From an optimization exercise on the open Yosys and OpenROAD flow, aimed at small area; shortcuts taken in it are not production practice.
Function was checked by simulation only, so behaviour that the tests miss may differ from the original.

pinout.png
Scale bar: 200 um. Pins as bars across the die edge, other pins in grey.
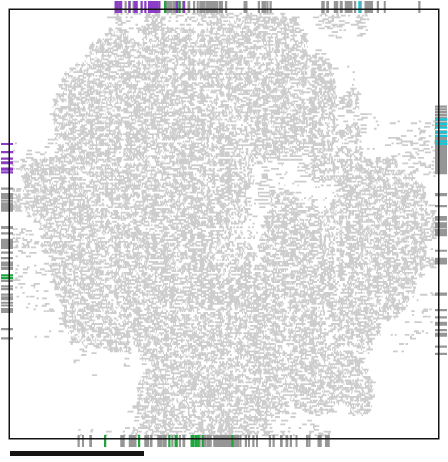
critical_path.png
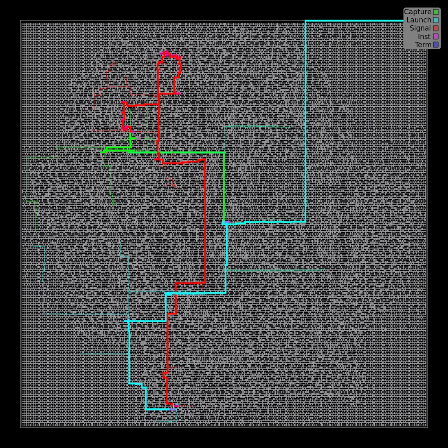
m2.png
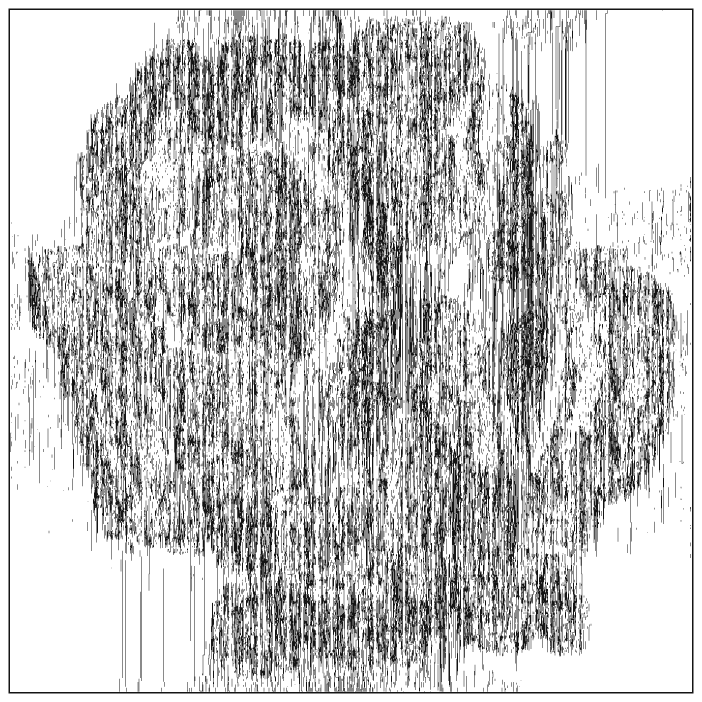
layers.png
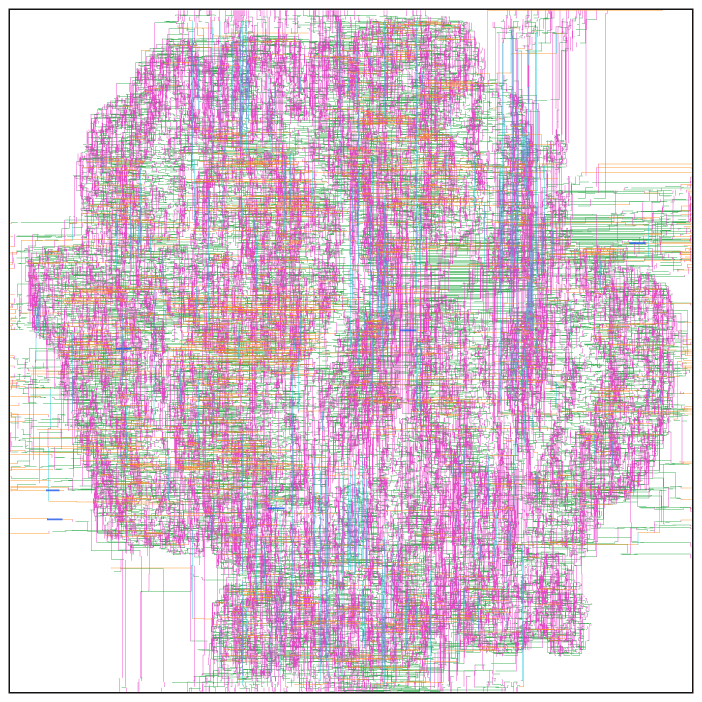
## flow/design.v

```verilog
module  mult_gen_0(
        input                   CLK                     ,
        input   signed  [31:0]  A                       ,
        input           [14:0]  B                       ,
        output  reg signed [46:0]  P
);
reg     signed  [31:0]          a_r                             ;
reg             [14:0]          b_r                             ;
reg     signed  [46:0]          m_r                             ;
always  @(posedge CLK) begin
        a_r     <=      A;
        b_r     <=      B;
        m_r     <=      a_r * $signed({1'b0, b_r});
        P       <=      m_r;
end
endmodule
module  shift_reg #(
        parameter       DLY_CNT =       'd8             
)(
        input                   sclk                    ,       
        input                   data_in                 ,       
        output  wire            data_out                       
);
reg     [DLY_CNT-1:0]           data_arr                        ;       
always  @(posedge sclk) begin
        data_arr        <=      {data_arr[DLY_CNT-2:0], data_in};
end
assign  data_out        =       data_arr[DLY_CNT-1];
endmodule
module  quant_int8(
        input                   sclk                    ,       
        input                   s_rst_n                 ,       
        input   signed  [31:0]  data_in                 ,
        input           [14:0]  mult                    ,       
        input           [ 7:0]  shift                   ,       
        input           [ 7:0]  zero_point              ,       
        output  reg     [ 7:0]  data_out                       
);
wire    signed  [46:0]          mult_rslt                       ;
reg     [31:0]                  shift_rslt                      ;
reg                             data_up                         ;
mult_gen_0      mult_gen_0_inst (
        .CLK                    (sclk                   ),       
        .A                      (data_in                ),       
        .B                      (mult                   ),       
        .P                      (mult_rslt              )        
);
always  @(posedge sclk) begin
        data_up <=       (shift <= 8'd32) ? mult_rslt[14+shift] : 1'b0;
end
always  @(posedge sclk or negedge s_rst_n) begin
        if(s_rst_n == 1'b0) begin
                shift_rslt      <=      'd0;
                data_out        <=      'd0;
        end
        else begin
                shift_rslt      <=      mult_rslt[46:15] >> shift;
                if(data_up == 1'b1)
                        data_out        <=      shift_rslt + zero_point + 'd1;
                else 
                        data_out        <=      shift_rslt + zero_point;
        end
end
endmodule
module  quant_int8_8ch(
        input                   sclk                    ,       
        input                   s_rst_n                 ,       
        input   signed  [31:0]  ch0_data_in             ,       
        input   signed  [31:0]  ch1_data_in             ,       
        input   signed  [31:0]  ch2_data_in             ,       
        input   signed  [31:0]  ch3_data_in             ,       
        input   signed  [31:0]  ch4_data_in             ,       
        input   signed  [31:0]  ch5_data_in             ,       
        input   signed  [31:0]  ch6_data_in             ,       
        input   signed  [31:0]  ch7_data_in             ,       
        input                   data_in_vld             ,       
        input           [14:0]  mult                    ,       
        input           [ 7:0]  shift                   ,       
        input           [ 7:0]  zero_point              ,       
        output  wire    [ 7:0]  ch0_data_out            ,       
        output  wire    [ 7:0]  ch1_data_out            ,       
        output  wire    [ 7:0]  ch2_data_out            ,       
        output  wire    [ 7:0]  ch3_data_out            ,       
        output  wire    [ 7:0]  ch4_data_out            ,       
        output  wire    [ 7:0]  ch5_data_out            ,       
        output  wire    [ 7:0]  ch6_data_out            ,       
        output  wire    [ 7:0]  ch7_data_out            ,       
        output  wire            data_out_vld                   
);
shift_reg #(
        .DLY_CNT                (5                      )
)shift_reg_inst(
        .sclk                   (sclk                   ),
        .data_in                (data_in_vld            ),
        .data_out               (data_out_vld           )
);
quant_int8      ch0_quant_int8_inst(
        .sclk                   (sclk                   ),
        .s_rst_n                (s_rst_n                ),
        .data_in                (ch0_data_in            ),
        .mult                   (mult                   ),
        .shift                  (shift                  ),
        .zero_point             (zero_point             ),
        .data_out               (ch0_data_out           )
);
quant_int8      ch1_quant_int8_inst(
        .sclk                   (sclk                   ),
        .s_rst_n                (s_rst_n                ),
        .data_in                (ch1_data_in            ),
        .mult                   (mult                   ),
        .shift                  (shift                  ),
        .zero_point             (zero_point             ),
        .data_out               (ch1_data_out           )
);
quant_int8      ch2_quant_int8_inst(
        .sclk                   (sclk                   ),
        .s_rst_n                (s_rst_n                ),
        .data_in                (ch2_data_in            ),
        .mult                   (mult                   ),
        .shift                  (shift                  ),
        .zero_point             (zero_point             ),
        .data_out               (ch2_data_out           )
);
quant_int8      ch3_quant_int8_inst(
        .sclk                   (sclk                   ),
        .s_rst_n                (s_rst_n                ),
        .data_in                (ch3_data_in            ),
        .mult                   (mult                   ),
        .shift                  (shift                  ),
        .zero_point             (zero_point             ),
        .data_out               (ch3_data_out           )
);
quant_int8      ch4_quant_int8_inst(
        .sclk                   (sclk                   ),
        .s_rst_n                (s_rst_n                ),
        .data_in                (ch4_data_in            ),
        .mult                   (mult                   ),
        .shift                  (shift                  ),
        .zero_point             (zero_point             ),
        .data_out               (ch4_data_out           )
);
quant_int8      ch5_quant_int8_inst(
        .sclk                   (sclk                   ),
        .s_rst_n                (s_rst_n                ),
        .data_in                (ch5_data_in            ),
        .mult                   (mult                   ),
        .shift                  (shift                  ),
        .zero_point             (zero_point             ),
        .data_out               (ch5_data_out           )
);
quant_int8      ch6_quant_int8_inst(
        .sclk                   (sclk                   ),
        .s_rst_n                (s_rst_n                ),
        .data_in                (ch6_data_in            ),
        .mult                   (mult                   ),
        .shift                  (shift                  ),
        .zero_point             (zero_point             ),
        .data_out               (ch6_data_out           )
);
quant_int8      ch7_quant_int8_inst(
        .sclk                   (sclk                   ),
        .s_rst_n                (s_rst_n                ),
        .data_in                (ch7_data_in            ),
        .mult                   (mult                   ),
        .shift                  (shift                  ),
        .zero_point             (zero_point             ),
        .data_out               (ch7_data_out           )
);
endmodule
```

## flow/run.sh

```bash
#!/bin/bash
# synth_recipe.tcl (not shown) runs the flow's synth.tcl, then flattens the netlist and writes it again
# the make line also repeats each setting of config.mk as NAME=value (left out here)
make -C /OpenROAD-flow-scripts/flow DESIGN_CONFIG=/design/flow/config.mk WORK_HOME=/design/flow/orfs CLKGATE_MAP_FILE= SYNTH_SCRIPT=/design/flow/synth_recipe.tcl finish
```

## flow/config.mk

```make
export PLATFORM = sky130hd
export DESIGN_NAME = quant_int8_8ch
export DESIGN_NICKNAME = quant_int8_8ch
export VERILOG_FILES = /design/flow/design.v
export SDC_FILE = /design/flow/constraint.sdc
export NUM_CORES = 4
export LEC_CHECK = 0
export CAP_MARGIN = 20
export CORE_MARGIN = 2
export CORE_UTILIZATION = 40
export SLEW_MARGIN = 20
```

## flow/constraint.sdc

```tcl
create_clock -name core_clock -period 7.5 [get_ports {sclk}]
set_input_delay 1.5000 -clock core_clock [delete_from_list [all_inputs] [get_ports {sclk}]]
set_output_delay 1.5000 -clock core_clock [all_outputs]
set_load 0.01 [all_outputs]
```

==> flow_summary.ini <==
[final_layout]
final_util = 0.4416
multi_input_area_share = 0.7020
buffer_area_frac = 0.04640
syn_to_final_growth_pct = 9.770
nFlopsAndLatches = 940
ff_latch_area_sq_um = 19520
n_all_buffers = 868
nets = 21880
multi_input_gates = 11360

[detailed_routing]
wl_met1_um = 201400
vias = 113300
wl_met3_um = 32770
top_layer = met5
wirelength_um = 476600
first_pass_iters = 6
first_iter_violations = 7549

[synthesis]
syn_inst = 16930
netlist-cell-type-count = 97
synth_area_leaders = fa_1 (45%), dfxtp_1 (10%), inv_1 (8.8%)
synth_adder_area_share = 0.5194
yosysTopAreaCell = fa_1
synth.area.mux_share = 0.03321
synth_top_family_by_area = adder cells
synthesis.nets = 21740
async_flop_share = 0.1362

[critical_path]
crit_chain = buf_4 -> buf_12 -> nand2_1 -> fa_1 -> fa_1 -> fa_1 -> fa_1 -> inv_1 -> fa_1 -> fa_1 -> ha_1 -> and4_1 -> and2_1 -> o21ai_1 -> a311oi_4 -> a31oi_4 -> o31ai_2 -> a21oi_4 -> o311ai_4 -> a21oi_1 -> xnor2_1
timing.rr.start = ch6_quant_int8_inst.mult_gen_0_inst.b_r[1]
reg2reg_to = ch2_quant_int8_inst.mult_gen_0_inst.m_r[41]
critPathTopFamily = adder cells
worst-path-buf-inv = 3
path_common_cell = fa_1
cp-startpoint = ch6_quant_int8_inst.mult_gen_0_inst.b_r[1]

[cts]
cts_setup_buffers = 0
cts.sinks = 940
post_cts_hold_buffer_count = 0

[timing]
rsz0062_at_grt = false
slew_headroom = 0.1859
fin_hold_ws_ns = 0.2142
fmax_ghz = 0.1400

[outcome]
outcome = finished clean

[floorplanning]
die_w_um = 638.0
ios = 355
fp.coreArea_sq_um = 399700
dieArea_sq_um = 407100
num_rows = 232

[global_route]
first_global_vias = 124000
grt_pass1_wl_um = 745800
gr-usage-all-layers = 0.2392
met1_usage = 0.3155

[placement]
dpl-instance-area_sq_um = 172400

[worst_hold_path]
hold_start = ch2_quant_int8_inst.mult_gen_0_inst.m_r[18]
Back to the opening pictures, pinout.png:
- `mult`: green (pins 15; direction input; edge 11 bottom, 2 top, 2 left)
- `ch6_data_out`: cyan (pins 8; direction output; edge 7 right, 1 top)
- `ch2_data_in`: purple (pins 32; direction input; edge 24 top, 8 left)

Back to the opening pictures, critical_path.png:
Final Critical Period: 7.145 ns
worst setup margin: 0.3549 ns
setup_tns: 0 ns

Back to the opening pictures, m2.png:
- wire length on this layer: 223 mm
- share of all routed wire: 47%

Back to the opening pictures, layers.png:
- M4: cyan (wire length 18,900 um)
- M3: orange (wire length 32.8 mm)
- M2: magenta (wire length 223 mm)
- M5: blue (wire length 79.1 um)
- M1: green (wire length 201 mm)

-- static timing again, ports no longer ideal --
In the flow no input, the clock included, has a driving cell. The finished layout below was timed again as built, in two steps. Step 1 assumes that a clkbuf_16 drives the clock port and a buf_2 every other input. Step 2 times the ports against the registers' clock, not the clock port: input delays grow and output delays shrink by t, the midpoint of the rising clock arrivals with the driver on. a / b / c = no drivers / after step 1 / after step 2; a / b = the first two.
shift t [ns]: 0.996
slack for setup (ns): 0.355 / 0.355 / 0.355
worst setup path after step 2: register to register
After both steps setup and hold are still met in this run. For this run, drivers alone change the setup slack by 0.000 ns; drivers and shift together by 0.000 ns.
